This design comes from an exercise in tuning for small area and a short achievable clock period on the open sky130 flow, not from production work. The RTL was checked by simulation tests, not by an equivalence proof against the original design.

==> flow/design.v <==
module crc_128_init (
    input  wire         clk,
    input  wire [127:0] inData,
    output reg  [31:0]  crc
);
always @(posedge clk) 
begin
begin
        crc[31]  <= inData[2]^inData[5]^inData[10]^inData[12]^inData[13]^inData[14]^inData[16]^inData[17]^inData[20]^inData[21]^inData[23]^inData[25]^inData[26]^inData[28]^inData[32]^inData[34]^inData[36]^inData[40]^inData[41]^inData[43]^inData[45]^inData[47]^inData[49]^inData[51]^inData[53]^inData[54]^inData[57]^inData[58]^inData[60]^inData[61]^inData[64]^inData[65]^inData[66]^inData[71]^inData[74]^inData[76]^inData[77]^inData[78]^inData[80]^inData[81]^inData[82]^inData[84]^inData[92]^inData[93]^inData[94]^inData[100]^inData[102]^inData[103]^inData[104]^inData[105]^inData[106]^inData[108]^inData[111]^inData[115]^inData[116]^inData[119]^inData[121]^inData[122]^inData[125]^inData[126];
        crc[30]  <= inData[3]^inData[6]^inData[11]^inData[13]^inData[14]^inData[15]^inData[17]^inData[18]^inData[21]^inData[22]^inData[24]^inData[26]^inData[27]^inData[29]^inData[33]^inData[35]^inData[37]^inData[41]^inData[42]^inData[44]^inData[46]^inData[48]^inData[50]^inData[52]^inData[54]^inData[55]^inData[58]^inData[59]^inData[61]^inData[62]^inData[65]^inData[66]^inData[67]^inData[72]^inData[75]^inData[77]^inData[78]^inData[79]^inData[81]^inData[82]^inData[83]^inData[85]^inData[93]^inData[94]^inData[95]^inData[101]^inData[103]^inData[104]^inData[105]^inData[106]^inData[107]^inData[109]^inData[112]^inData[116]^inData[117]^inData[120]^inData[122]^inData[123]^inData[126]^inData[127];
        crc[29]  <= inData[2]^inData[4]^inData[5]^inData[7]^inData[10]^inData[13]^inData[15]^inData[17]^inData[18]^inData[19]^inData[20]^inData[21]^inData[22]^inData[26]^inData[27]^inData[30]^inData[32]^inData[38]^inData[40]^inData[41]^inData[42]^inData[54]^inData[55]^inData[56]^inData[57]^inData[58]^inData[59]^inData[61]^inData[62]^inData[63]^inData[64]^inData[65]^inData[67]^inData[68]^inData[71]^inData[73]^inData[74]^inData[77]^inData[79]^inData[81]^inData[83]^inData[86]^inData[92]^inData[93]^inData[95]^inData[96]^inData[100]^inData[103]^inData[107]^inData[110]^inData[111]^inData[113]^inData[115]^inData[116]^inData[117]^inData[118]^inData[119]^inData[122]^inData[123]^inData[124]^inData[125]^inData[126]^inData[127];
        crc[28]  <= inData[0]^inData[2]^inData[3]^inData[6]^inData[8]^inData[10]^inData[11]^inData[12]^inData[13]^inData[17]^inData[18]^inData[19]^inData[22]^inData[25]^inData[26]^inData[27]^inData[31]^inData[32]^inData[33]^inData[34]^inData[36]^inData[39]^inData[40]^inData[42]^inData[45]^inData[47]^inData[49]^inData[51]^inData[53]^inData[54]^inData[55]^inData[56]^inData[59]^inData[61]^inData[62]^inData[63]^inData[68]^inData[69]^inData[71]^inData[72]^inData[75]^inData[76]^inData[77]^inData[81]^inData[87]^inData[92]^inData[96]^inData[97]^inData[100]^inData[101]^inData[102]^inData[103]^inData[105]^inData[106]^inData[112]^inData[114]^inData[115]^inData[117]^inData[118]^inData[120]^inData[121]^inData[122]^inData[123]^inData[124]^inData[127];
        crc[27]  <= inData[0]^inData[1]^inData[2]^inData[3]^inData[4]^inData[5]^inData[7]^inData[9]^inData[10]^inData[11]^inData[16]^inData[17]^inData[18]^inData[19]^inData[21]^inData[25]^inData[27]^inData[33]^inData[35]^inData[36]^inData[37]^inData[45]^inData[46]^inData[47]^inData[48]^inData[49]^inData[50]^inData[51]^inData[52]^inData[53]^inData[55]^inData[56]^inData[58]^inData[61]^inData[62]^inData[63]^inData[65]^inData[66]^inData[69]^inData[70]^inData[71]^inData[72]^inData[73]^inData[74]^inData[80]^inData[81]^inData[84]^inData[88]^inData[92]^inData[94]^inData[97]^inData[98]^inData[100]^inData[101]^inData[105]^inData[107]^inData[108]^inData[111]^inData[113]^inData[118]^inData[123]^inData[124]^inData[126];
        crc[26]  <= inData[0]^inData[1]^inData[2]^inData[3]^inData[4]^inData[5]^inData[6]^inData[8]^inData[10]^inData[11]^inData[12]^inData[17]^inData[18]^inData[19]^inData[20]^inData[22]^inData[26]^inData[28]^inData[34]^inData[36]^inData[37]^inData[38]^inData[46]^inData[47]^inData[48]^inData[49]^inData[50]^inData[51]^inData[52]^inData[53]^inData[54]^inData[56]^inData[57]^inData[59]^inData[62]^inData[63]^inData[64]^inData[66]^inData[67]^inData[70]^inData[71]^inData[72]^inData[73]^inData[74]^inData[75]^inData[81]^inData[82]^inData[85]^inData[89]^inData[93]^inData[95]^inData[98]^inData[99]^inData[101]^inData[102]^inData[106]^inData[108]^inData[109]^inData[112]^inData[114]^inData[119]^inData[124]^inData[125]^inData[127];
        crc[25]  <= inData[0]^inData[1]^inData[3]^inData[4]^inData[6]^inData[7]^inData[9]^inData[10]^inData[11]^inData[14]^inData[16]^inData[17]^inData[18]^inData[19]^inData[25]^inData[26]^inData[27]^inData[28]^inData[29]^inData[32]^inData[34]^inData[35]^inData[36]^inData[37]^inData[38]^inData[39]^inData[40]^inData[41]^inData[43]^inData[45]^inData[48]^inData[50]^inData[52]^inData[55]^inData[61]^inData[63]^inData[66]^inData[67]^inData[68]^inData[72]^inData[73]^inData[75]^inData[77]^inData[78]^inData[80]^inData[81]^inData[83]^inData[84]^inData[86]^inData[90]^inData[92]^inData[93]^inData[96]^inData[99]^inData[104]^inData[105]^inData[106]^inData[107]^inData[108]^inData[109]^inData[110]^inData[111]^inData[113]^inData[116]^inData[119]^inData[120]^inData[121]^inData[122];
        crc[24]  <= inData[1]^inData[2]^inData[4]^inData[5]^inData[7]^inData[8]^inData[10]^inData[11]^inData[12]^inData[15]^inData[17]^inData[18]^inData[19]^inData[20]^inData[26]^inData[27]^inData[28]^inData[29]^inData[30]^inData[33]^inData[35]^inData[36]^inData[37]^inData[38]^inData[39]^inData[40]^inData[41]^inData[42]^inData[44]^inData[46]^inData[49]^inData[51]^inData[53]^inData[56]^inData[62]^inData[64]^inData[67]^inData[68]^inData[69]^inData[73]^inData[74]^inData[76]^inData[78]^inData[79]^inData[81]^inData[82]^inData[84]^inData[85]^inData[87]^inData[91]^inData[93]^inData[94]^inData[97]^inData[100]^inData[105]^inData[106]^inData[107]^inData[108]^inData[109]^inData[110]^inData[111]^inData[112]^inData[114]^inData[117]^inData[120]^inData[121]^inData[122]^inData[123];
        crc[23]  <= inData[2]^inData[3]^inData[5]^inData[6]^inData[8]^inData[9]^inData[11]^inData[12]^inData[13]^inData[16]^inData[18]^inData[19]^inData[20]^inData[21]^inData[27]^inData[28]^inData[29]^inData[30]^inData[31]^inData[34]^inData[36]^inData[37]^inData[38]^inData[39]^inData[40]^inData[41]^inData[42]^inData[43]^inData[45]^inData[47]^inData[50]^inData[52]^inData[54]^inData[57]^inData[63]^inData[65]^inData[68]^inData[69]^inData[70]^inData[74]^inData[75]^inData[77]^inData[79]^inData[80]^inData[82]^inData[83]^inData[85]^inData[86]^inData[88]^inData[92]^inData[94]^inData[95]^inData[98]^inData[101]^inData[106]^inData[107]^inData[108]^inData[109]^inData[110]^inData[111]^inData[112]^inData[113]^inData[115]^inData[118]^inData[121]^inData[122]^inData[123]^inData[124];
        crc[22]  <= inData[3]^inData[4]^inData[6]^inData[7]^inData[9]^inData[10]^inData[12]^inData[13]^inData[14]^inData[17]^inData[19]^inData[20]^inData[21]^inData[22]^inData[28]^inData[29]^inData[30]^inData[31]^inData[32]^inData[35]^inData[37]^inData[38]^inData[39]^inData[40]^inData[41]^inData[42]^inData[43]^inData[44]^inData[46]^inData[48]^inData[51]^inData[53]^inData[55]^inData[58]^inData[64]^inData[66]^inData[69]^inData[70]^inData[71]^inData[75]^inData[76]^inData[78]^inData[80]^inData[81]^inData[83]^inData[84]^inData[86]^inData[87]^inData[89]^inData[93]^inData[95]^inData[96]^inData[99]^inData[102]^inData[107]^inData[108]^inData[109]^inData[110]^inData[111]^inData[112]^inData[113]^inData[114]^inData[116]^inData[119]^inData[122]^inData[123]^inData[124]^inData[125];
        crc[21]  <= inData[4]^inData[5]^inData[7]^inData[8]^inData[10]^inData[11]^inData[13]^inData[14]^inData[15]^inData[18]^inData[20]^inData[21]^inData[22]^inData[23]^inData[29]^inData[30]^inData[31]^inData[32]^inData[33]^inData[36]^inData[38]^inData[39]^inData[40]^inData[41]^inData[42]^inData[43]^inData[44]^inData[45]^inData[47]^inData[49]^inData[52]^inData[54]^inData[56]^inData[59]^inData[65]^inData[67]^inData[70]^inData[71]^inData[72]^inData[76]^inData[77]^inData[79]^inData[81]^inData[82]^inData[84]^inData[85]^inData[87]^inData[88]^inData[90]^inData[94]^inData[96]^inData[97]^inData[100]^inData[103]^inData[108]^inData[109]^inData[110]^inData[111]^inData[112]^inData[113]^inData[114]^inData[115]^inData[117]^inData[120]^inData[123]^inData[124]^inData[125]^inData[126];
        crc[20]  <= inData[0]^inData[5]^inData[6]^inData[8]^inData[9]^inData[11]^inData[12]^inData[14]^inData[15]^inData[16]^inData[19]^inData[21]^inData[22]^inData[23]^inData[24]^inData[30]^inData[31]^inData[32]^inData[33]^inData[34]^inData[37]^inData[39]^inData[40]^inData[41]^inData[42]^inData[43]^inData[44]^inData[45]^inData[46]^inData[48]^inData[50]^inData[53]^inData[55]^inData[57]^inData[60]^inData[66]^inData[68]^inData[71]^inData[72]^inData[73]^inData[77]^inData[78]^inData[80]^inData[82]^inData[83]^inData[85]^inData[86]^inData[88]^inData[89]^inData[91]^inData[95]^inData[97]^inData[98]^inData[101]^inData[104]^inData[109]^inData[110]^inData[111]^inData[112]^inData[113]^inData[114]^inData[115]^inData[116]^inData[118]^inData[121]^inData[124]^inData[125]^inData[126]^inData[127];
        crc[19]  <= inData[1]^inData[2]^inData[5]^inData[6]^inData[7]^inData[9]^inData[14]^inData[15]^inData[21]^inData[22]^inData[24]^inData[26]^inData[28]^inData[31]^inData[33]^inData[35]^inData[36]^inData[38]^inData[42]^inData[44]^inData[46]^inData[53]^inData[56]^inData[57]^inData[60]^inData[64]^inData[65]^inData[66]^inData[67]^inData[69]^inData[71]^inData[72]^inData[73]^inData[76]^inData[77]^inData[79]^inData[80]^inData[82]^inData[83]^inData[86]^inData[87]^inData[89]^inData[90]^inData[93]^inData[94]^inData[96]^inData[98]^inData[99]^inData[100]^inData[103]^inData[104]^inData[106]^inData[108]^inData[110]^inData[112]^inData[113]^inData[114]^inData[117]^inData[121]^inData[127];
        crc[18]  <= inData[3]^inData[5]^inData[6]^inData[7]^inData[8]^inData[12]^inData[13]^inData[14]^inData[15]^inData[17]^inData[20]^inData[21]^inData[22]^inData[26]^inData[27]^inData[28]^inData[29]^inData[37]^inData[39]^inData[40]^inData[41]^inData[49]^inData[51]^inData[53]^inData[60]^inData[64]^inData[67]^inData[68]^inData[70]^inData[71]^inData[72]^inData[73]^inData[76]^inData[82]^inData[83]^inData[87]^inData[88]^inData[90]^inData[91]^inData[92]^inData[93]^inData[95]^inData[97]^inData[99]^inData[101]^inData[102]^inData[103]^inData[106]^inData[107]^inData[108]^inData[109]^inData[113]^inData[114]^inData[116]^inData[118]^inData[119]^inData[121]^inData[125]^inData[126];
        crc[17]  <= inData[0]^inData[4]^inData[6]^inData[7]^inData[8]^inData[9]^inData[13]^inData[14]^inData[15]^inData[16]^inData[18]^inData[21]^inData[22]^inData[23]^inData[27]^inData[28]^inData[29]^inData[30]^inData[38]^inData[40]^inData[41]^inData[42]^inData[50]^inData[52]^inData[54]^inData[61]^inData[65]^inData[68]^inData[69]^inData[71]^inData[72]^inData[73]^inData[74]^inData[77]^inData[83]^inData[84]^inData[88]^inData[89]^inData[91]^inData[92]^inData[93]^inData[94]^inData[96]^inData[98]^inData[100]^inData[102]^inData[103]^inData[104]^inData[107]^inData[108]^inData[109]^inData[110]^inData[114]^inData[115]^inData[117]^inData[119]^inData[120]^inData[122]^inData[126]^inData[127];
        crc[16]  <= inData[0]^inData[1]^inData[2]^inData[7]^inData[8]^inData[9]^inData[12]^inData[13]^inData[15]^inData[19]^inData[20]^inData[21]^inData[22]^inData[24]^inData[25]^inData[26]^inData[29]^inData[30]^inData[31]^inData[32]^inData[34]^inData[36]^inData[39]^inData[40]^inData[42]^inData[45]^inData[47]^inData[49]^inData[54]^inData[55]^inData[57]^inData[58]^inData[60]^inData[61]^inData[62]^inData[64]^inData[65]^inData[69]^inData[70]^inData[71]^inData[72]^inData[73]^inData[75]^inData[76]^inData[77]^inData[80]^inData[81]^inData[82]^inData[85]^inData[89]^inData[90]^inData[95]^inData[97]^inData[99]^inData[100]^inData[101]^inData[102]^inData[106]^inData[109]^inData[110]^inData[118]^inData[119]^inData[120]^inData[122]^inData[123]^inData[125]^inData[126]^inData[127];
        crc[15]  <= inData[0]^inData[1]^inData[3]^inData[5]^inData[8]^inData[9]^inData[12]^inData[17]^inData[22]^inData[27]^inData[28]^inData[30]^inData[31]^inData[33]^inData[34]^inData[35]^inData[36]^inData[37]^inData[45]^inData[46]^inData[47]^inData[48]^inData[49]^inData[50]^inData[51]^inData[53]^inData[54]^inData[55]^inData[56]^inData[57]^inData[59]^inData[60]^inData[62]^inData[63]^inData[64]^inData[70]^inData[72]^inData[73]^inData[80]^inData[83]^inData[84]^inData[86]^inData[90]^inData[91]^inData[92]^inData[93]^inData[94]^inData[96]^inData[98]^inData[101]^inData[104]^inData[105]^inData[106]^inData[107]^inData[108]^inData[110]^inData[115]^inData[116]^inData[120]^inData[122]^inData[123]^inData[124]^inData[125]^inData[127];
        crc[14]  <= inData[0]^inData[1]^inData[4]^inData[5]^inData[6]^inData[9]^inData[12]^inData[14]^inData[16]^inData[17]^inData[18]^inData[20]^inData[21]^inData[25]^inData[26]^inData[29]^inData[31]^inData[35]^inData[37]^inData[38]^inData[40]^inData[41]^inData[43]^inData[45]^inData[46]^inData[48]^inData[50]^inData[52]^inData[53]^inData[55]^inData[56]^inData[63]^inData[66]^inData[73]^inData[76]^inData[77]^inData[78]^inData[80]^inData[82]^inData[85]^inData[87]^inData[91]^inData[95]^inData[97]^inData[99]^inData[100]^inData[103]^inData[104]^inData[107]^inData[109]^inData[115]^inData[117]^inData[119]^inData[122]^inData[123]^inData[124];
        crc[13]  <= inData[1]^inData[2]^inData[5]^inData[6]^inData[7]^inData[10]^inData[13]^inData[15]^inData[17]^inData[18]^inData[19]^inData[21]^inData[22]^inData[26]^inData[27]^inData[30]^inData[32]^inData[36]^inData[38]^inData[39]^inData[41]^inData[42]^inData[44]^inData[46]^inData[47]^inData[49]^inData[51]^inData[53]^inData[54]^inData[56]^inData[57]^inData[64]^inData[67]^inData[74]^inData[77]^inData[78]^inData[79]^inData[81]^inData[83]^inData[86]^inData[88]^inData[92]^inData[96]^inData[98]^inData[100]^inData[101]^inData[104]^inData[105]^inData[108]^inData[110]^inData[116]^inData[118]^inData[120]^inData[123]^inData[124]^inData[125];
        crc[12]  <= inData[0]^inData[2]^inData[3]^inData[6]^inData[7]^inData[8]^inData[11]^inData[14]^inData[16]^inData[18]^inData[19]^inData[20]^inData[22]^inData[23]^inData[27]^inData[28]^inData[31]^inData[33]^inData[37]^inData[39]^inData[40]^inData[42]^inData[43]^inData[45]^inData[47]^inData[48]^inData[50]^inData[52]^inData[54]^inData[55]^inData[57]^inData[58]^inData[65]^inData[68]^inData[75]^inData[78]^inData[79]^inData[80]^inData[82]^inData[84]^inData[87]^inData[89]^inData[93]^inData[97]^inData[99]^inData[101]^inData[102]^inData[105]^inData[106]^inData[109]^inData[111]^inData[117]^inData[119]^inData[121]^inData[124]^inData[125]^inData[126];
        crc[11]  <= inData[1]^inData[3]^inData[4]^inData[7]^inData[8]^inData[9]^inData[12]^inData[15]^inData[17]^inData[19]^inData[20]^inData[21]^inData[23]^inData[24]^inData[28]^inData[29]^inData[32]^inData[34]^inData[38]^inData[40]^inData[41]^inData[43]^inData[44]^inData[46]^inData[48]^inData[49]^inData[51]^inData[53]^inData[55]^inData[56]^inData[58]^inData[59]^inData[66]^inData[69]^inData[76]^inData[79]^inData[80]^inData[81]^inData[83]^inData[85]^inData[88]^inData[90]^inData[94]^inData[98]^inData[100]^inData[102]^inData[103]^inData[106]^inData[107]^inData[110]^inData[112]^inData[118]^inData[120]^inData[122]^inData[125]^inData[126]^inData[127];
        crc[10]  <= inData[4]^inData[8]^inData[9]^inData[12]^inData[14]^inData[17]^inData[18]^inData[22]^inData[23]^inData[24]^inData[26]^inData[28]^inData[29]^inData[30]^inData[32]^inData[33]^inData[34]^inData[35]^inData[36]^inData[39]^inData[40]^inData[42]^inData[43]^inData[44]^inData[50]^inData[51]^inData[52]^inData[53]^inData[56]^inData[58]^inData[59]^inData[61]^inData[64]^inData[65]^inData[66]^inData[67]^inData[70]^inData[71]^inData[74]^inData[76]^inData[78]^inData[86]^inData[89]^inData[91]^inData[92]^inData[93]^inData[94]^inData[95]^inData[99]^inData[100]^inData[101]^inData[102]^inData[105]^inData[106]^inData[107]^inData[113]^inData[115]^inData[116]^inData[122]^inData[123]^inData[125]^inData[127];
        crc[ 9]  <= inData[0]^inData[2]^inData[9]^inData[12]^inData[14]^inData[15]^inData[16]^inData[17]^inData[18]^inData[19]^inData[20]^inData[21]^inData[24]^inData[26]^inData[27]^inData[28]^inData[29]^inData[30]^inData[31]^inData[32]^inData[33]^inData[35]^inData[37]^inData[44]^inData[47]^inData[49]^inData[52]^inData[58]^inData[59]^inData[61]^inData[62]^inData[64]^inData[67]^inData[68]^inData[72]^inData[74]^inData[75]^inData[76]^inData[78]^inData[79]^inData[80]^inData[81]^inData[82]^inData[84]^inData[87]^inData[90]^inData[95]^inData[96]^inData[101]^inData[104]^inData[105]^inData[107]^inData[111]^inData[114]^inData[115]^inData[117]^inData[119]^inData[121]^inData[122]^inData[123]^inData[124]^inData[125];
        crc[ 8]  <= inData[1]^inData[3]^inData[10]^inData[13]^inData[15]^inData[16]^inData[17]^inData[18]^inData[19]^inData[20]^inData[21]^inData[22]^inData[25]^inData[27]^inData[28]^inData[29]^inData[30]^inData[31]^inData[32]^inData[33]^inData[34]^inData[36]^inData[38]^inData[45]^inData[48]^inData[50]^inData[53]^inData[59]^inData[60]^inData[62]^inData[63]^inData[65]^inData[68]^inData[69]^inData[73]^inData[75]^inData[76]^inData[77]^inData[79]^inData[80]^inData[81]^inData[82]^inData[83]^inData[85]^inData[88]^inData[91]^inData[96]^inData[97]^inData[102]^inData[105]^inData[106]^inData[108]^inData[112]^inData[115]^inData[116]^inData[118]^inData[120]^inData[122]^inData[123]^inData[124]^inData[125]^inData[126];
        crc[ 7]  <= inData[0]^inData[2]^inData[4]^inData[11]^inData[14]^inData[16]^inData[17]^inData[18]^inData[19]^inData[20]^inData[21]^inData[22]^inData[23]^inData[26]^inData[28]^inData[29]^inData[30]^inData[31]^inData[32]^inData[33]^inData[34]^inData[35]^inData[37]^inData[39]^inData[46]^inData[49]^inData[51]^inData[54]^inData[60]^inData[61]^inData[63]^inData[64]^inData[66]^inData[69]^inData[70]^inData[74]^inData[76]^inData[77]^inData[78]^inData[80]^inData[81]^inData[82]^inData[83]^inData[84]^inData[86]^inData[89]^inData[92]^inData[97]^inData[98]^inData[103]^inData[106]^inData[107]^inData[109]^inData[113]^inData[116]^inData[117]^inData[119]^inData[121]^inData[123]^inData[124]^inData[125]^inData[126]^inData[127];
        crc[ 6]  <= inData[0]^inData[1]^inData[2]^inData[3]^inData[10]^inData[13]^inData[14]^inData[15]^inData[16]^inData[18]^inData[19]^inData[22]^inData[24]^inData[25]^inData[26]^inData[27]^inData[28]^inData[29]^inData[30]^inData[31]^inData[33]^inData[35]^inData[38]^inData[41]^inData[43]^inData[45]^inData[49]^inData[50]^inData[51]^inData[52]^inData[53]^inData[54]^inData[55]^inData[57]^inData[58]^inData[60]^inData[62]^inData[66]^inData[67]^inData[70]^inData[74]^inData[75]^inData[76]^inData[79]^inData[80]^inData[83]^inData[85]^inData[87]^inData[90]^inData[92]^inData[94]^inData[98]^inData[99]^inData[100]^inData[102]^inData[103]^inData[105]^inData[106]^inData[107]^inData[110]^inData[111]^inData[114]^inData[115]^inData[116]^inData[117]^inData[118]^inData[119]^inData[120]^inData[121]^inData[124]^inData[127];
        crc[ 5]  <= inData[1]^inData[3]^inData[4]^inData[5]^inData[10]^inData[11]^inData[12]^inData[13]^inData[15]^inData[19]^inData[21]^inData[27]^inData[29]^inData[30]^inData[31]^inData[39]^inData[40]^inData[41]^inData[42]^inData[43]^inData[44]^inData[45]^inData[46]^inData[47]^inData[49]^inData[50]^inData[52]^inData[55]^inData[56]^inData[57]^inData[59]^inData[60]^inData[63]^inData[64]^inData[65]^inData[66]^inData[67]^inData[68]^inData[74]^inData[75]^inData[78]^inData[82]^inData[86]^inData[88]^inData[91]^inData[92]^inData[94]^inData[95]^inData[99]^inData[101]^inData[102]^inData[105]^inData[107]^inData[112]^inData[117]^inData[118]^inData[120]^inData[126];
        crc[ 4]  <= inData[0]^inData[2]^inData[4]^inData[5]^inData[6]^inData[11]^inData[12]^inData[13]^inData[14]^inData[16]^inData[20]^inData[22]^inData[28]^inData[30]^inData[31]^inData[32]^inData[40]^inData[41]^inData[42]^inData[43]^inData[44]^inData[45]^inData[46]^inData[47]^inData[48]^inData[50]^inData[51]^inData[53]^inData[56]^inData[57]^inData[58]^inData[60]^inData[61]^inData[64]^inData[65]^inData[66]^inData[67]^inData[68]^inData[69]^inData[75]^inData[76]^inData[79]^inData[83]^inData[87]^inData[89]^inData[92]^inData[93]^inData[95]^inData[96]^inData[100]^inData[102]^inData[103]^inData[106]^inData[108]^inData[113]^inData[118]^inData[119]^inData[121]^inData[127];
        crc[ 3]  <= inData[0]^inData[1]^inData[2]^inData[3]^inData[6]^inData[7]^inData[10]^inData[15]^inData[16]^inData[20]^inData[25]^inData[26]^inData[28]^inData[29]^inData[31]^inData[33]^inData[34]^inData[36]^inData[40]^inData[42]^inData[44]^inData[46]^inData[48]^inData[52]^inData[53]^inData[59]^inData[60]^inData[62]^inData[64]^inData[67]^inData[68]^inData[69]^inData[70]^inData[71]^inData[74]^inData[78]^inData[81]^inData[82]^inData[88]^inData[90]^inData[92]^inData[96]^inData[97]^inData[100]^inData[101]^inData[102]^inData[105]^inData[106]^inData[107]^inData[108]^inData[109]^inData[111]^inData[114]^inData[115]^inData[116]^inData[120]^inData[121]^inData[125]^inData[126];
        crc[ 2]  <= inData[0]^inData[1]^inData[2]^inData[3]^inData[4]^inData[7]^inData[8]^inData[11]^inData[16]^inData[17]^inData[21]^inData[26]^inData[27]^inData[29]^inData[30]^inData[32]^inData[34]^inData[35]^inData[37]^inData[41]^inData[43]^inData[45]^inData[47]^inData[49]^inData[53]^inData[54]^inData[60]^inData[61]^inData[63]^inData[65]^inData[68]^inData[69]^inData[70]^inData[71]^inData[72]^inData[75]^inData[79]^inData[82]^inData[83]^inData[89]^inData[91]^inData[93]^inData[97]^inData[98]^inData[101]^inData[102]^inData[103]^inData[106]^inData[107]^inData[108]^inData[109]^inData[110]^inData[112]^inData[115]^inData[116]^inData[117]^inData[121]^inData[122]^inData[126]^inData[127];
        crc[ 1]  <= inData[0]^inData[1]^inData[3]^inData[4]^inData[8]^inData[9]^inData[10]^inData[13]^inData[14]^inData[16]^inData[18]^inData[20]^inData[21]^inData[22]^inData[23]^inData[25]^inData[26]^inData[27]^inData[30]^inData[31]^inData[32]^inData[33]^inData[34]^inData[35]^inData[38]^inData[40]^inData[41]^inData[42]^inData[43]^inData[44]^inData[45]^inData[46]^inData[47]^inData[48]^inData[49]^inData[50]^inData[51]^inData[53]^inData[55]^inData[57]^inData[58]^inData[60]^inData[62]^inData[65]^inData[69]^inData[70]^inData[72]^inData[73]^inData[74]^inData[77]^inData[78]^inData[81]^inData[82]^inData[83]^inData[90]^inData[93]^inData[98]^inData[99]^inData[100]^inData[105]^inData[106]^inData[107]^inData[109]^inData[110]^inData[113]^inData[115]^inData[117]^inData[118]^inData[119]^inData[121]^inData[123]^inData[125]^inData[126]^inData[127];
        crc[ 0]  <= inData[1]^inData[4]^inData[9]^inData[11]^inData[12]^inData[13]^inData[15]^inData[16]^inData[19]^inData[20]^inData[22]^inData[24]^inData[25]^inData[27]^inData[31]^inData[33]^inData[35]^inData[39]^inData[40]^inData[42]^inData[44]^inData[46]^inData[48]^inData[50]^inData[52]^inData[53]^inData[56]^inData[57]^inData[59]^inData[60]^inData[63]^inData[64]^inData[65]^inData[70]^inData[73]^inData[75]^inData[76]^inData[77]^inData[79]^inData[80]^inData[81]^inData[83]^inData[91]^inData[92]^inData[93]^inData[99]^inData[101]^inData[102]^inData[103]^inData[104]^inData[105]^inData[107]^inData[110]^inData[114]^inData[115]^inData[118]^inData[120]^inData[121]^inData[124]^inData[125]^inData[127];
end
end
endmodule
module crc_accu #(parameter FPW=4)(
    input  wire         clk,
    input  wire         res_n,
    input  wire [FPW-1:0]       tail,
    input  wire [(FPW*32)-1:0]  d_in,
    output reg  [31:0]          crc_out
);
integer i_f;
reg  [31:0]    crc_temp [FPW:0];
wire [31:0]    in [FPW-1:0];
genvar f;
generate
    for(f=0;f<FPW;f=f+1) begin
        assign in[f] = d_in[(f*32)+32-1:(f*32)];
    end
endgenerate
always @(posedge clk) 
begin
begin
    crc_out <= 32'h0;
    for(i_f=0;i_f<FPW;i_f=i_f+1) begin
        if(tail[i_f]) begin
            crc_out <= crc_temp[i_f+1];
        end
    end
end
end
always @(posedge clk) 
begin
    if (!res_n) 
        crc_temp[0] <= 32'h0;
    else 
        crc_temp[0] <= |tail ? 32'h0 : crc_temp[FPW];
end
always @(*)
begin
    for(i_f=0;i_f<FPW;i_f=i_f+1) begin
        crc_temp[i_f+1][31] = in[i_f][31] ^ crc_temp[i_f][3]^crc_temp[i_f][5]^crc_temp[i_f][6]^crc_temp[i_f][8]^crc_temp[i_f][10]^crc_temp[i_f][11]^crc_temp[i_f][14]^crc_temp[i_f][15]^crc_temp[i_f][17]^crc_temp[i_f][18]^crc_temp[i_f][19]^crc_temp[i_f][21]^crc_temp[i_f][26]^crc_temp[i_f][29];
        crc_temp[i_f+1][30] = in[i_f][30] ^ crc_temp[i_f][2]^crc_temp[i_f][4]^crc_temp[i_f][5]^crc_temp[i_f][7]^crc_temp[i_f][9]^crc_temp[i_f][10]^crc_temp[i_f][13]^crc_temp[i_f][14]^crc_temp[i_f][16]^crc_temp[i_f][17]^crc_temp[i_f][18]^crc_temp[i_f][20]^crc_temp[i_f][25]^crc_temp[i_f][28];
        crc_temp[i_f+1][29] = in[i_f][29] ^ crc_temp[i_f][1]^crc_temp[i_f][4]^crc_temp[i_f][5]^crc_temp[i_f][9]^crc_temp[i_f][10]^crc_temp[i_f][11]^crc_temp[i_f][12]^crc_temp[i_f][13]^crc_temp[i_f][14]^crc_temp[i_f][16]^crc_temp[i_f][18]^crc_temp[i_f][21]^crc_temp[i_f][24]^crc_temp[i_f][26]^crc_temp[i_f][27]^crc_temp[i_f][29];
        crc_temp[i_f+1][28] = in[i_f][28] ^ crc_temp[i_f][0]^crc_temp[i_f][4]^crc_temp[i_f][5]^crc_temp[i_f][6]^crc_temp[i_f][9]^crc_temp[i_f][12]^crc_temp[i_f][13]^crc_temp[i_f][14]^crc_temp[i_f][18]^crc_temp[i_f][19]^crc_temp[i_f][20]^crc_temp[i_f][21]^crc_temp[i_f][23]^crc_temp[i_f][25]^crc_temp[i_f][28]^crc_temp[i_f][29]^crc_temp[i_f][31];
        crc_temp[i_f+1][27] = in[i_f][27] ^ crc_temp[i_f][4]^crc_temp[i_f][6]^crc_temp[i_f][10]^crc_temp[i_f][12]^crc_temp[i_f][13]^crc_temp[i_f][14]^crc_temp[i_f][15]^crc_temp[i_f][20]^crc_temp[i_f][21]^crc_temp[i_f][22]^crc_temp[i_f][24]^crc_temp[i_f][26]^crc_temp[i_f][27]^crc_temp[i_f][28]^crc_temp[i_f][29]^crc_temp[i_f][30]^crc_temp[i_f][31];
        crc_temp[i_f+1][26] = in[i_f][26] ^ crc_temp[i_f][3]^crc_temp[i_f][5]^crc_temp[i_f][9]^crc_temp[i_f][11]^crc_temp[i_f][12]^crc_temp[i_f][13]^crc_temp[i_f][14]^crc_temp[i_f][19]^crc_temp[i_f][20]^crc_temp[i_f][21]^crc_temp[i_f][23]^crc_temp[i_f][25]^crc_temp[i_f][26]^crc_temp[i_f][27]^crc_temp[i_f][28]^crc_temp[i_f][29]^crc_temp[i_f][30]^crc_temp[i_f][31];
        crc_temp[i_f+1][25] = in[i_f][25] ^ crc_temp[i_f][2]^crc_temp[i_f][3]^crc_temp[i_f][4]^crc_temp[i_f][5]^crc_temp[i_f][6]^crc_temp[i_f][12]^crc_temp[i_f][13]^crc_temp[i_f][14]^crc_temp[i_f][15]^crc_temp[i_f][17]^crc_temp[i_f][20]^crc_temp[i_f][21]^crc_temp[i_f][22]^crc_temp[i_f][24]^crc_temp[i_f][25]^crc_temp[i_f][27]^crc_temp[i_f][28]^crc_temp[i_f][30]^crc_temp[i_f][31];
        crc_temp[i_f+1][24] = in[i_f][24] ^ crc_temp[i_f][1]^crc_temp[i_f][2]^crc_temp[i_f][3]^crc_temp[i_f][4]^crc_temp[i_f][5]^crc_temp[i_f][11]^crc_temp[i_f][12]^crc_temp[i_f][13]^crc_temp[i_f][14]^crc_temp[i_f][16]^crc_temp[i_f][19]^crc_temp[i_f][20]^crc_temp[i_f][21]^crc_temp[i_f][23]^crc_temp[i_f][24]^crc_temp[i_f][26]^crc_temp[i_f][27]^crc_temp[i_f][29]^crc_temp[i_f][30];
        crc_temp[i_f+1][23] = in[i_f][23] ^ crc_temp[i_f][0]^crc_temp[i_f][1]^crc_temp[i_f][2]^crc_temp[i_f][3]^crc_temp[i_f][4]^crc_temp[i_f][10]^crc_temp[i_f][11]^crc_temp[i_f][12]^crc_temp[i_f][13]^crc_temp[i_f][15]^crc_temp[i_f][18]^crc_temp[i_f][19]^crc_temp[i_f][20]^crc_temp[i_f][22]^crc_temp[i_f][23]^crc_temp[i_f][25]^crc_temp[i_f][26]^crc_temp[i_f][28]^crc_temp[i_f][29];
        crc_temp[i_f+1][22] = in[i_f][22] ^ crc_temp[i_f][0]^crc_temp[i_f][1]^crc_temp[i_f][2]^crc_temp[i_f][3]^crc_temp[i_f][9]^crc_temp[i_f][10]^crc_temp[i_f][11]^crc_temp[i_f][12]^crc_temp[i_f][14]^crc_temp[i_f][17]^crc_temp[i_f][18]^crc_temp[i_f][19]^crc_temp[i_f][21]^crc_temp[i_f][22]^crc_temp[i_f][24]^crc_temp[i_f][25]^crc_temp[i_f][27]^crc_temp[i_f][28];
        crc_temp[i_f+1][21] = in[i_f][21] ^ crc_temp[i_f][0]^crc_temp[i_f][1]^crc_temp[i_f][2]^crc_temp[i_f][8]^crc_temp[i_f][9]^crc_temp[i_f][10]^crc_temp[i_f][11]^crc_temp[i_f][13]^crc_temp[i_f][16]^crc_temp[i_f][17]^crc_temp[i_f][18]^crc_temp[i_f][20]^crc_temp[i_f][21]^crc_temp[i_f][23]^crc_temp[i_f][24]^crc_temp[i_f][26]^crc_temp[i_f][27];
        crc_temp[i_f+1][20] = in[i_f][20] ^ crc_temp[i_f][0]^crc_temp[i_f][1]^crc_temp[i_f][7]^crc_temp[i_f][8]^crc_temp[i_f][9]^crc_temp[i_f][10]^crc_temp[i_f][12]^crc_temp[i_f][15]^crc_temp[i_f][16]^crc_temp[i_f][17]^crc_temp[i_f][19]^crc_temp[i_f][20]^crc_temp[i_f][22]^crc_temp[i_f][23]^crc_temp[i_f][25]^crc_temp[i_f][26]^crc_temp[i_f][31];
        crc_temp[i_f+1][19] = in[i_f][19] ^ crc_temp[i_f][0]^crc_temp[i_f][3]^crc_temp[i_f][5]^crc_temp[i_f][7]^crc_temp[i_f][9]^crc_temp[i_f][10]^crc_temp[i_f][16]^crc_temp[i_f][17]^crc_temp[i_f][22]^crc_temp[i_f][24]^crc_temp[i_f][25]^crc_temp[i_f][26]^crc_temp[i_f][29]^crc_temp[i_f][30];
        crc_temp[i_f+1][18] = in[i_f][18] ^ crc_temp[i_f][2]^crc_temp[i_f][3]^crc_temp[i_f][4]^crc_temp[i_f][5]^crc_temp[i_f][9]^crc_temp[i_f][10]^crc_temp[i_f][11]^crc_temp[i_f][14]^crc_temp[i_f][16]^crc_temp[i_f][17]^crc_temp[i_f][18]^crc_temp[i_f][19]^crc_temp[i_f][23]^crc_temp[i_f][24]^crc_temp[i_f][25]^crc_temp[i_f][26]^crc_temp[i_f][28];
        crc_temp[i_f+1][17] = in[i_f][17] ^ crc_temp[i_f][1]^crc_temp[i_f][2]^crc_temp[i_f][3]^crc_temp[i_f][4]^crc_temp[i_f][8]^crc_temp[i_f][9]^crc_temp[i_f][10]^crc_temp[i_f][13]^crc_temp[i_f][15]^crc_temp[i_f][16]^crc_temp[i_f][17]^crc_temp[i_f][18]^crc_temp[i_f][22]^crc_temp[i_f][23]^crc_temp[i_f][24]^crc_temp[i_f][25]^crc_temp[i_f][27]^crc_temp[i_f][31];
        crc_temp[i_f+1][16] = in[i_f][16] ^ crc_temp[i_f][0]^crc_temp[i_f][1]^crc_temp[i_f][2]^crc_temp[i_f][5]^crc_temp[i_f][6]^crc_temp[i_f][7]^crc_temp[i_f][9]^crc_temp[i_f][10]^crc_temp[i_f][11]^crc_temp[i_f][12]^crc_temp[i_f][16]^crc_temp[i_f][18]^crc_temp[i_f][19]^crc_temp[i_f][22]^crc_temp[i_f][23]^crc_temp[i_f][24]^crc_temp[i_f][29]^crc_temp[i_f][30]^crc_temp[i_f][31];
        crc_temp[i_f+1][15] = in[i_f][15] ^ crc_temp[i_f][0]^crc_temp[i_f][1]^crc_temp[i_f][3]^crc_temp[i_f][4]^crc_temp[i_f][9]^crc_temp[i_f][14]^crc_temp[i_f][19]^crc_temp[i_f][22]^crc_temp[i_f][23]^crc_temp[i_f][26]^crc_temp[i_f][28]^crc_temp[i_f][30]^crc_temp[i_f][31];
        crc_temp[i_f+1][14] = in[i_f][14] ^ crc_temp[i_f][0]^crc_temp[i_f][2]^crc_temp[i_f][5]^crc_temp[i_f][6]^crc_temp[i_f][10]^crc_temp[i_f][11]^crc_temp[i_f][13]^crc_temp[i_f][14]^crc_temp[i_f][15]^crc_temp[i_f][17]^crc_temp[i_f][19]^crc_temp[i_f][22]^crc_temp[i_f][25]^crc_temp[i_f][26]^crc_temp[i_f][27]^crc_temp[i_f][30]^crc_temp[i_f][31];
        crc_temp[i_f+1][13] = in[i_f][13] ^ crc_temp[i_f][1]^crc_temp[i_f][4]^crc_temp[i_f][5]^crc_temp[i_f][9]^crc_temp[i_f][10]^crc_temp[i_f][12]^crc_temp[i_f][13]^crc_temp[i_f][14]^crc_temp[i_f][16]^crc_temp[i_f][18]^crc_temp[i_f][21]^crc_temp[i_f][24]^crc_temp[i_f][25]^crc_temp[i_f][26]^crc_temp[i_f][29]^crc_temp[i_f][30];
        crc_temp[i_f+1][12] = in[i_f][12] ^ crc_temp[i_f][0]^crc_temp[i_f][3]^crc_temp[i_f][4]^crc_temp[i_f][8]^crc_temp[i_f][9]^crc_temp[i_f][11]^crc_temp[i_f][12]^crc_temp[i_f][13]^crc_temp[i_f][15]^crc_temp[i_f][17]^crc_temp[i_f][20]^crc_temp[i_f][23]^crc_temp[i_f][24]^crc_temp[i_f][25]^crc_temp[i_f][28]^crc_temp[i_f][29]^crc_temp[i_f][31];
        crc_temp[i_f+1][11] = in[i_f][11] ^ crc_temp[i_f][2]^crc_temp[i_f][3]^crc_temp[i_f][7]^crc_temp[i_f][8]^crc_temp[i_f][10]^crc_temp[i_f][11]^crc_temp[i_f][12]^crc_temp[i_f][14]^crc_temp[i_f][16]^crc_temp[i_f][19]^crc_temp[i_f][22]^crc_temp[i_f][23]^crc_temp[i_f][24]^crc_temp[i_f][27]^crc_temp[i_f][28]^crc_temp[i_f][30];
        crc_temp[i_f+1][10] = in[i_f][10] ^ crc_temp[i_f][1]^crc_temp[i_f][2]^crc_temp[i_f][3]^crc_temp[i_f][5]^crc_temp[i_f][7]^crc_temp[i_f][8]^crc_temp[i_f][9]^crc_temp[i_f][13]^crc_temp[i_f][14]^crc_temp[i_f][17]^crc_temp[i_f][19]^crc_temp[i_f][22]^crc_temp[i_f][23]^crc_temp[i_f][27];
        crc_temp[i_f+1][ 9] = in[i_f][ 9] ^ crc_temp[i_f][0]^crc_temp[i_f][1]^crc_temp[i_f][2]^crc_temp[i_f][3]^crc_temp[i_f][4]^crc_temp[i_f][5]^crc_temp[i_f][7]^crc_temp[i_f][10]^crc_temp[i_f][11]^crc_temp[i_f][12]^crc_temp[i_f][13]^crc_temp[i_f][14]^crc_temp[i_f][15]^crc_temp[i_f][16]^crc_temp[i_f][17]^crc_temp[i_f][19]^crc_temp[i_f][22]^crc_temp[i_f][29]^crc_temp[i_f][31];
        crc_temp[i_f+1][ 8] = in[i_f][ 8] ^ crc_temp[i_f][0]^crc_temp[i_f][1]^crc_temp[i_f][2]^crc_temp[i_f][3]^crc_temp[i_f][4]^crc_temp[i_f][6]^crc_temp[i_f][9]^crc_temp[i_f][10]^crc_temp[i_f][11]^crc_temp[i_f][12]^crc_temp[i_f][13]^crc_temp[i_f][14]^crc_temp[i_f][15]^crc_temp[i_f][16]^crc_temp[i_f][18]^crc_temp[i_f][21]^crc_temp[i_f][28]^crc_temp[i_f][30];
        crc_temp[i_f+1][ 7] = in[i_f][ 7] ^ crc_temp[i_f][0]^crc_temp[i_f][1]^crc_temp[i_f][2]^crc_temp[i_f][3]^crc_temp[i_f][5]^crc_temp[i_f][8]^crc_temp[i_f][9]^crc_temp[i_f][10]^crc_temp[i_f][11]^crc_temp[i_f][12]^crc_temp[i_f][13]^crc_temp[i_f][14]^crc_temp[i_f][15]^crc_temp[i_f][17]^crc_temp[i_f][20]^crc_temp[i_f][27]^crc_temp[i_f][29]^crc_temp[i_f][31];
        crc_temp[i_f+1][ 6] = in[i_f][ 6] ^ crc_temp[i_f][0]^crc_temp[i_f][1]^crc_temp[i_f][2]^crc_temp[i_f][3]^crc_temp[i_f][4]^crc_temp[i_f][5]^crc_temp[i_f][6]^crc_temp[i_f][7]^crc_temp[i_f][9]^crc_temp[i_f][12]^crc_temp[i_f][13]^crc_temp[i_f][15]^crc_temp[i_f][16]^crc_temp[i_f][17]^crc_temp[i_f][18]^crc_temp[i_f][21]^crc_temp[i_f][28]^crc_temp[i_f][29]^crc_temp[i_f][30]^crc_temp[i_f][31];
        crc_temp[i_f+1][ 5] = in[i_f][ 5] ^ crc_temp[i_f][0]^crc_temp[i_f][1]^crc_temp[i_f][2]^crc_temp[i_f][4]^crc_temp[i_f][10]^crc_temp[i_f][12]^crc_temp[i_f][16]^crc_temp[i_f][18]^crc_temp[i_f][19]^crc_temp[i_f][20]^crc_temp[i_f][21]^crc_temp[i_f][26]^crc_temp[i_f][27]^crc_temp[i_f][28]^crc_temp[i_f][30];
        crc_temp[i_f+1][ 4] = in[i_f][ 4] ^ crc_temp[i_f][0]^crc_temp[i_f][1]^crc_temp[i_f][3]^crc_temp[i_f][9]^crc_temp[i_f][11]^crc_temp[i_f][15]^crc_temp[i_f][17]^crc_temp[i_f][18]^crc_temp[i_f][19]^crc_temp[i_f][20]^crc_temp[i_f][25]^crc_temp[i_f][26]^crc_temp[i_f][27]^crc_temp[i_f][29]^crc_temp[i_f][31];
        crc_temp[i_f+1][ 3] = in[i_f][ 3] ^ crc_temp[i_f][0]^crc_temp[i_f][2]^crc_temp[i_f][3]^crc_temp[i_f][5]^crc_temp[i_f][6]^crc_temp[i_f][11]^crc_temp[i_f][15]^crc_temp[i_f][16]^crc_temp[i_f][21]^crc_temp[i_f][24]^crc_temp[i_f][25]^crc_temp[i_f][28]^crc_temp[i_f][29]^crc_temp[i_f][30]^crc_temp[i_f][31];
        crc_temp[i_f+1][ 2] = in[i_f][ 2] ^ crc_temp[i_f][1]^crc_temp[i_f][2]^crc_temp[i_f][4]^crc_temp[i_f][5]^crc_temp[i_f][10]^crc_temp[i_f][14]^crc_temp[i_f][15]^crc_temp[i_f][20]^crc_temp[i_f][23]^crc_temp[i_f][24]^crc_temp[i_f][27]^crc_temp[i_f][28]^crc_temp[i_f][29]^crc_temp[i_f][30]^crc_temp[i_f][31];
        crc_temp[i_f+1][ 1] = in[i_f][ 1] ^ crc_temp[i_f][0]^crc_temp[i_f][1]^crc_temp[i_f][4]^crc_temp[i_f][5]^crc_temp[i_f][6]^crc_temp[i_f][8]^crc_temp[i_f][9]^crc_temp[i_f][10]^crc_temp[i_f][11]^crc_temp[i_f][13]^crc_temp[i_f][15]^crc_temp[i_f][17]^crc_temp[i_f][18]^crc_temp[i_f][21]^crc_temp[i_f][22]^crc_temp[i_f][23]^crc_temp[i_f][27]^crc_temp[i_f][28]^crc_temp[i_f][30]^crc_temp[i_f][31];
        crc_temp[i_f+1][ 0] = in[i_f][ 0] ^ crc_temp[i_f][0]^crc_temp[i_f][4]^crc_temp[i_f][6]^crc_temp[i_f][7]^crc_temp[i_f][9]^crc_temp[i_f][11]^crc_temp[i_f][12]^crc_temp[i_f][15]^crc_temp[i_f][16]^crc_temp[i_f][18]^crc_temp[i_f][19]^crc_temp[i_f][20]^crc_temp[i_f][22]^crc_temp[i_f][27]^crc_temp[i_f][30];
    end
end
endmodule
 `default_nettype none
module tx_crc_combine #(
    parameter LOG_FPW       = 2,
    parameter FPW           = 4,
    parameter DWIDTH        = 512
) (
    input   wire                clk,
    input   wire                res_n,
    input   wire [FPW-1:0]      d_in_hdr,
    input   wire [FPW-1:0]      d_in_tail,
    input   wire [DWIDTH-1:0]   d_in_data,
    output  wire [DWIDTH-1:0]   d_out_data
);
function [3:0] lng;
    input [127:0] flit;
    begin
        lng = flit[10:7];
    end
endfunction
integer i_f;     
integer i_f2;    
integer i_c;     
genvar f, f2;
wire  [128-1:0]       d_in_flit   [FPW-1:0];
generate
    for(f = 0; f < (FPW); f = f + 1) begin
        assign d_in_flit[f] = d_in_data[(f*128)+128-1:f*128];
    end
endgenerate
reg  [3:0]              d_in_flit_lng_dly     [FPW-1:0];
reg  [DWIDTH-1:0]       d_in_data_dly;
reg  [FPW-1:0]          d_in_tail_dly;
reg  [FPW-1:0]          d_in_hdr_dly;
reg  [LOG_FPW-1:0]      d_in_flit_target_crc  [FPW-1:0];
reg                     swap_crc;
reg  [LOG_FPW-1:0]      target_crc_per_tail         [FPW-1:0];
reg  [LOG_FPW-1:0]      target_crc_per_tail1        [FPW-1:0];
reg  [LOG_FPW-1:0]      target_crc_per_tail_comb    [FPW-1:0];
reg  [LOG_FPW-1:0]      target_crc_comb;
reg  [LOG_FPW-1:0]      target_crc_temp;
wire [31:0]    crc_init_out      [FPW-1:0];
reg  [31:0]    crc_accu_in       [FPW-1:0];
reg  [FPW-1:0] crc_accu_in_valid [FPW-1:0];
reg  [FPW-1:0] crc_accu_in_tail  [FPW-1:0];
wire [31:0]    crc_per_flit      [FPW-1:0];
reg  [3:0]                  payload_remain [FPW-1:0];
wire [(FPW*32)-1:0] crc_accu_in_combined [FPW-1:0];
generate
    for(f=0;f<FPW;f=f+1) begin
        for(f2=0;f2<FPW;f2=f2+1) begin
            assign crc_accu_in_combined[f][(f2*32)+31:(f2*32)] = crc_accu_in_valid[f][f2] ? crc_accu_in[f2] : 32'h0;
        end
    end
endgenerate
reg  [DWIDTH-1:0]       crc_data_pipe_in_data                               [1:0];
reg  [FPW-1:0]          crc_data_pipe_in_tail                               [1:0];
wire [128-1:0]          crc_data_pipe_out_data_flit                         [FPW-1:0];
generate
    for(f = 0; f < (FPW); f = f + 1) begin : assign_data_pipe_output
        assign crc_data_pipe_out_data_flit[f]                        = crc_data_pipe_in_data[1][(f*128)+127:f*128];
    end
endgenerate
reg  [128-1:0]       data_rdy_flit   [FPW-1:0];
generate
        for(f = 0; f < (FPW); f = f + 1) begin : reorder_flits_to_word
            assign d_out_data[(f*128)+128-1:(f*128)] = data_rdy_flit[f];
        end
endgenerate
always @(*)  begin
    target_crc_comb = target_crc_temp;
    for(i_f = 0; i_f < (FPW); i_f = i_f + 1) begin
        if(d_in_hdr_dly[i_f]) begin
            target_crc_comb = d_in_flit_target_crc[i_f];
        end
        if(d_in_tail_dly[i_f]) begin
            target_crc_per_tail_comb[i_f] = target_crc_comb;
        end else begin
            target_crc_per_tail_comb[i_f] = {4{1'b0}};
        end
    end
end
always @(posedge clk)  begin 
if(!res_n) begin
    for(i_f = 0; i_f < (FPW); i_f = i_f + 1) begin
        target_crc_per_tail[i_f] <= 0;
    end
    target_crc_temp    <= {4{1'b0}};
end else begin
    for(i_f = 0; i_f < (FPW); i_f = i_f + 1) begin
        target_crc_per_tail[i_f] <= target_crc_per_tail_comb[i_f];
    end
    target_crc_temp    <= target_crc_comb;
end
end
always @(posedge clk)  begin 
if(!res_n) begin
    for(i_f=0;i_f<FPW;i_f=i_f+1)begin
        d_in_flit_target_crc[i_f] <= {LOG_FPW{1'b0}};
    end
    swap_crc            <= 1'b0;
end else begin
    for(i_f=0;i_f<FPW;i_f=i_f+1)begin
        d_in_flit_target_crc[i_f] <= {LOG_FPW{1'b0}};
    end
    if(|d_in_tail) begin
        swap_crc        <= 1'b0;
    end
    for(i_f=0;i_f<FPW;i_f=i_f+1)begin
        if(d_in_hdr[i_f])begin
            if(i_f+lng(d_in_flit[i_f])>FPW) begin
                if(swap_crc) begin
                    d_in_flit_target_crc[i_f]   <= 3'h0;
                end else begin
                    d_in_flit_target_crc[i_f]   <= FPW-1'b1;
                    swap_crc                    <= 1'b1;
                end
            end else begin
                d_in_flit_target_crc[i_f] <= i_f;
                if(swap_crc && !(d_in_hdr > d_in_tail)) begin
                    d_in_flit_target_crc[i_f] <= i_f-1;
                end
            end
        end
    end
end
end
always @(posedge clk)  begin 
    d_in_data_dly <= d_in_data;
    begin
        for(i_f=0;i_f<FPW;i_f=i_f+1)begin
            d_in_flit_lng_dly[i_f]  <= lng(d_in_flit[i_f]);
        end
        d_in_tail_dly <= d_in_tail;
        d_in_hdr_dly  <= d_in_hdr;
    end
end
always @(posedge clk)  begin 
    for(i_f=0;i_f<FPW;i_f=i_f+1)begin
        crc_accu_in[i_f] <= crc_init_out[i_f];
    end
if(!res_n) begin
    for(i_f=0;i_f<FPW;i_f=i_f+1)begin
        crc_accu_in_valid[i_f]  <= {FPW{1'b0}};
        crc_accu_in_tail[i_f]  <= {FPW{1'b0}};
        payload_remain[i_f]     <= 4'h0;
    end
end else begin
    for(i_f=0;i_f<FPW;i_f=i_f+1)begin
        crc_accu_in_valid[i_f]  <= 4'h0;
        crc_accu_in_tail[i_f]  <= 4'h0;
    end
    for(i_f=0;i_f<FPW;i_f=i_f+1)begin
        if(|payload_remain[i_f]) begin
            if(payload_remain[i_f] > FPW) begin
                crc_accu_in_valid[i_f]  <= {FPW{1'b1}};
                payload_remain[i_f]     <= payload_remain[i_f]-FPW;
            end else begin
                crc_accu_in_valid[i_f]  <= {FPW{1'b1}} >> (FPW-payload_remain[i_f]);
                crc_accu_in_tail[i_f]   <= 1'b1 << (payload_remain[i_f]-1);
                payload_remain[i_f]     <= 4'h0;
            end
        end
        for(i_f2=0;i_f2<FPW;i_f2=i_f2+1)begin
            if(i_f==d_in_flit_target_crc[i_f2] && d_in_hdr_dly[i_f2]) begin
                if( (i_f2+d_in_flit_lng_dly[i_f2]) >FPW ) begin
                    payload_remain[i_f] <= (d_in_flit_lng_dly[i_f2]-FPW+i_f2);
                    crc_accu_in_valid[i_f]   <=  {FPW{1'b1}} >> i_f2 << i_f2;
                end else begin
                    crc_accu_in_tail[i_f] <= 1'b1 << d_in_flit_lng_dly[i_f2]+i_f2-1;
                    crc_accu_in_valid[i_f]   <=  ({FPW{1'b1}} >> (FPW-i_f2-d_in_flit_lng_dly[i_f2])) >> i_f2 << i_f2;
                end
            end
        end
    end
end
end
always @(posedge clk)  begin 
    begin
        crc_data_pipe_in_data[0]   <= d_in_data_dly;
        crc_data_pipe_in_data[1]   <= crc_data_pipe_in_data[0];
    end
    begin
    for(i_f=0;i_f<(FPW);i_f=i_f+ 1) begin
        target_crc_per_tail1[i_f] <= target_crc_per_tail[i_f];
    end
    crc_data_pipe_in_tail[0]       <= d_in_tail_dly;
    crc_data_pipe_in_tail[1]       <= crc_data_pipe_in_tail[0];
    end
end
always @(posedge clk)  begin 
    for(i_f=0;i_f<FPW;i_f=i_f+1)begin
    begin
        data_rdy_flit[i_f]  <= crc_data_pipe_out_data_flit[i_f];
        if(crc_data_pipe_in_tail[1][i_f])begin     
            data_rdy_flit[i_f][128-1:128-32] <= crc_per_flit[target_crc_per_tail1[i_f]];
        end
    end
    end
end
generate
    for(f=0;f<FPW;f=f+1) begin : crc_init_gen
        crc_128_init crc_init_I
        (
            .clk(clk),
            .inData(d_in_flit[f]),
            .crc(crc_init_out[f])
        );
    end
endgenerate
generate
    for(f=0;f<FPW;f=f+1) begin : crc_accu_gen
        crc_accu #(
        .FPW(FPW)
        )
        crc_accu_I
        (
            .clk(clk),
            .res_n(res_n),
            .tail(crc_accu_in_tail[f]),
            .d_in(crc_accu_in_combined[f]),
            .crc_out(crc_per_flit[f])
        );
    end
endgenerate
endmodule
`default_nettype wire
==> flow/run.sh <==
#!/bin/bash
# synth_recipe.tcl (not shown) runs the flow's synth.tcl, then flattens the netlist and writes it again
# the make line also repeats each setting of config.mk as NAME=value (left out here)
make -C /OpenROAD-flow-scripts/flow DESIGN_CONFIG=/design/flow/config.mk WORK_HOME=/design/flow/orfs CLKGATE_MAP_FILE= SYNTH_SCRIPT=/design/flow/synth_recipe.tcl finish
==> flow/config.mk <==
export PLATFORM = sky130hd
export DESIGN_NAME = tx_crc_combine
export DESIGN_NICKNAME = tx_crc_combine
export VERILOG_FILES = /design/flow/design.v
export SDC_FILE = /design/flow/constraint.sdc
export NUM_CORES = 4
export LEC_CHECK = 0
export CAP_MARGIN = 20
export CORE_MARGIN = 2
export CORE_UTILIZATION = 40
export SETUP_SLACK_MARGIN = 0.4
export SLEW_MARGIN = 20
==> flow/constraint.sdc <==
create_clock -name core_clock -period 7.5 [get_ports {clk}]
set_input_delay 1.5000 -clock core_clock [delete_from_list [all_inputs] [get_ports {clk}]]
set_output_delay 1.5000 -clock core_clock [all_outputs]
set_load 0.01 [all_outputs]
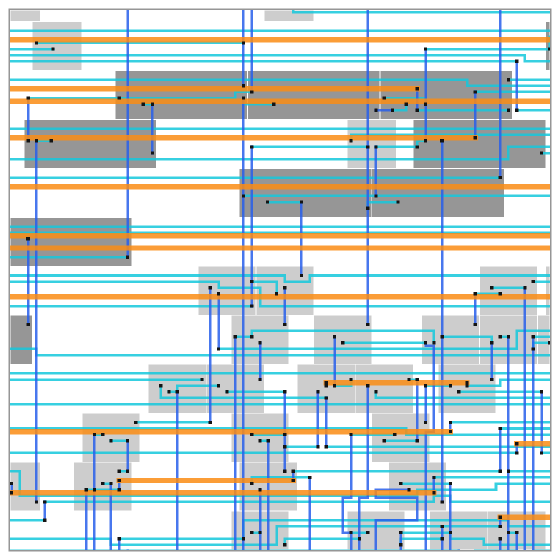
Figure 1: zoomed window.
Region (456, 142) to (486, 172) µm. Cells in gray, sequential cells in the stronger gray; small squares are vias.
| layer | color |
|---|---|
| met2 | blue |
| met3 | orange |
| met1 | cyan |
netlist names of flops here include: `crc_accu_in` (4), `crc_init_gen.crc_init_I.crc` (4)
cells with their middle in the window: 33
most frequent: xnor2_1 (21), dfxtp_1 (8)
sequential cells in the window: 8

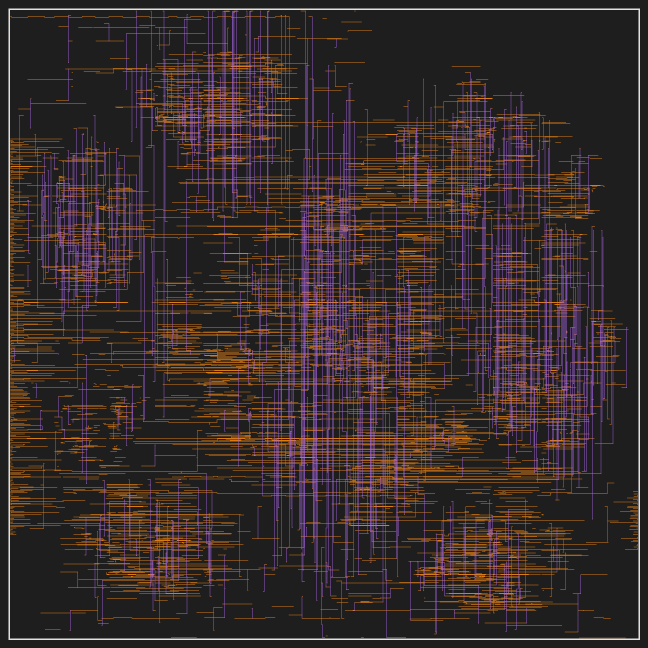
Figure 2: wiring by layer.
Scale: 1 px per µm. Two of the layers only.
| layer | color | wire length |
|---|---|---|
| met3 | orange | 77.1 mm |
| met4 | purple | 56.7 mm |

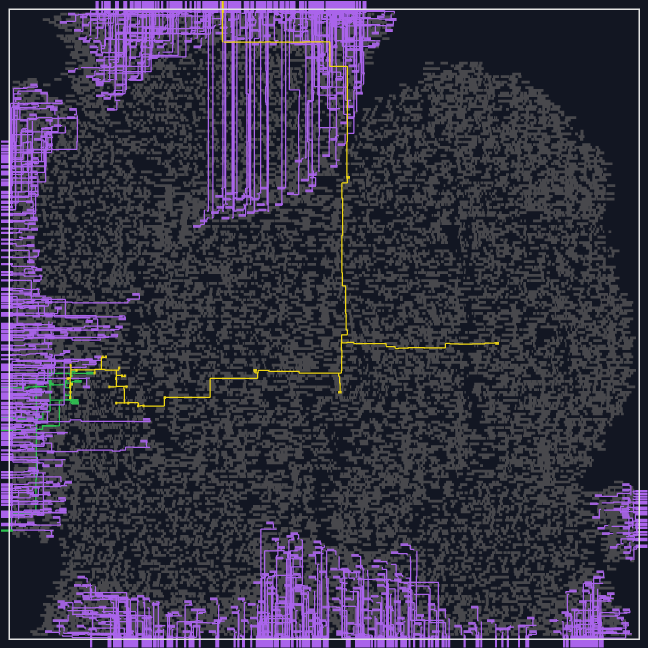
Figure 3: wires at chosen ports, followed through buffers.
Scale: 1 px per µm.
| port | color | direction | edge | end cells | buffers | wire |
|---|---|---|---|---|---|---|
| `res_n` | yellow | input | top | 25 | 2 | 1150 µm |
| `d_in_hdr` | green | input | left | 15 | 4 | 538 µm |
| `d_out_data` | purple | output | 200 bottom, 152 top, 138 left, 22 right | 512 | 512 | 31.9 mm |

==> results_dict.tcl <==
set metrics [dict create \
    area_growth_pct 24.05 \
    synth_top_family_by_area "XOR/XNOR gates" \
    multi_input_gates 9342 \
    gp_congestion 1.050 \
    vias_per_cell 5.197 \
    grt_max_degree 61 \
    synthAdderAreaFrac_pct 0.2086 \
    dieArea_um2 394900 \
    signal_buffers 2611 \
    max_freq_ghz 0.1402 \
    synth-main-ff-cell "dfxtp_1" \
    startpoint_type "flip-flop" \
    yosys-top-cells-count "xnor2_1, dfxtp_1, xor2_1, xnor3_1, nand2_1" \
    drv_cap 0 \
    clock_latency_ps 990 \
    cts_setup_buffers 10 \
    htree_levels 5 \
    grt.busiest_layer "met2" \
    synth_area_um2 155900 \
    seq_area_um2 53130 \
    setup_viol 0 \
    cp.required_ps 8240 \
    status "no timing/DRC/antenna violations" \
    reg.largest.list "crc_data_pipe_in_data x1024, data_rdy_flit x512, d_in_data_dly x500" \
    hold_buffers 0 \
    hp-start "crc_init_gen[0].crc_init_I.crc[4]$_DFF_P_" \
    fillerInstances 34960 \
    fin_area_um2 193400 \
    r2r-end "crc_accu_gen[3].crc_accu_I.crc_temp[0][30]$_SDFF_PP0_" \
    fin_ws_ps 366.5 \
    clk_pin_slew_ps 60 \
    placed_area_um2 182200 \
    critPathMaxFanout 6 \
    synthXorXnorAreaFrac_pct 55.64 \
    synth.mux.area_fraction_pct 3.185 \
    holdPathStages 0 \
    path_buf_inv 3 \
    largest_reg_flops 1024 \
    drc 0 \
    ctsResizeCount 117 \
    syn_nets 13270 \
    dominant_cells "multi-input gates" \
    endpoint "crc_accu_gen[3].crc_accu_I.crc_temp[0][30]$_SDFF_PP0_" \
    clkCellAreaFrac_pct 4.919 \
    ys_warn_count 28 \
    hp-class "flip-flop to flip-flop" \
    synth_top_area_share_pct 34.02 \
    holdWs_ps 275.5 \
    worstSetupEndpointType "flip-flop" \
]
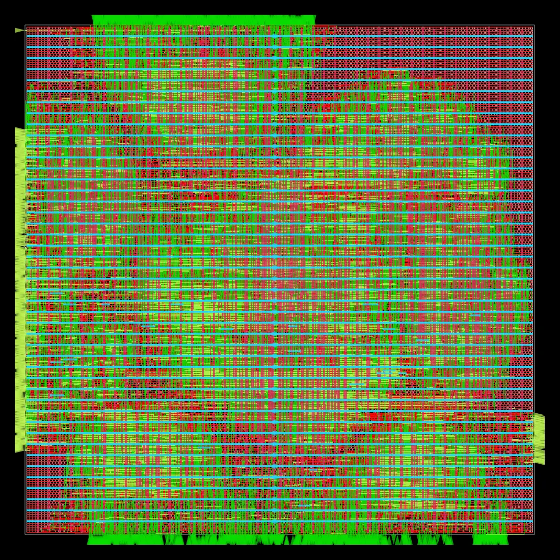
Figure 4: top view of the die.
fin util: 49.79%
die width: 628.4 µm
IO Count: 1034

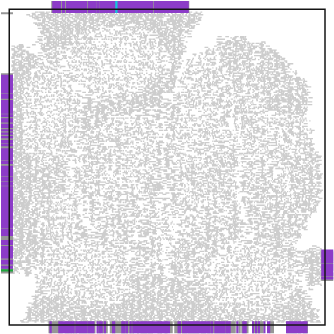
Figure 5: pin placement.
Scale: 0.5 px per µm. Pins as bars across the die edge, other pins in gray.
| port | color | pins | direction | edge |
|---|---|---|---|---|
| `d_in_hdr` | green | 4 | input | left |
| `d_out_data` | purple | 512 | output | 200 bottom, 152 top, 138 left, 22 right |
| `res_n` | cyan | 1 | input | top |
all pins by edge: 409 bottom, 296 top, 290 left, 39 right

## separate check: timing with driven ports
The flow's constraints put no driver on any port. The routed layout listed below was extracted and timed again, unchanged, in two steps.
Step 1 sets driving cells, clkbuf_16 on the clock port and buf_2 on the other inputs (assumed; they add their load-dependent delay and slew).
Step 2, shift: input delay + t, output delay - t, t = (earliest + latest rising clock arrival at the registers) / 2. This alone moves slack from input paths to output paths.
Slacks: ideal / step 1 / step 2; pairs: ideal / step 1.
t, ns: 1.076
slack for setup (ns): 0.366 / 0.366 / 0.366
worst hold slack (ns): 0.276 / 0.276 / 0.276
worst register clock-pin slew, ns: 0.07 / 0.07
After both steps this run still meets setup and hold. For this run, drivers alone change the setup slack by 0.000 ns; drivers and shift together by 0.000 ns.
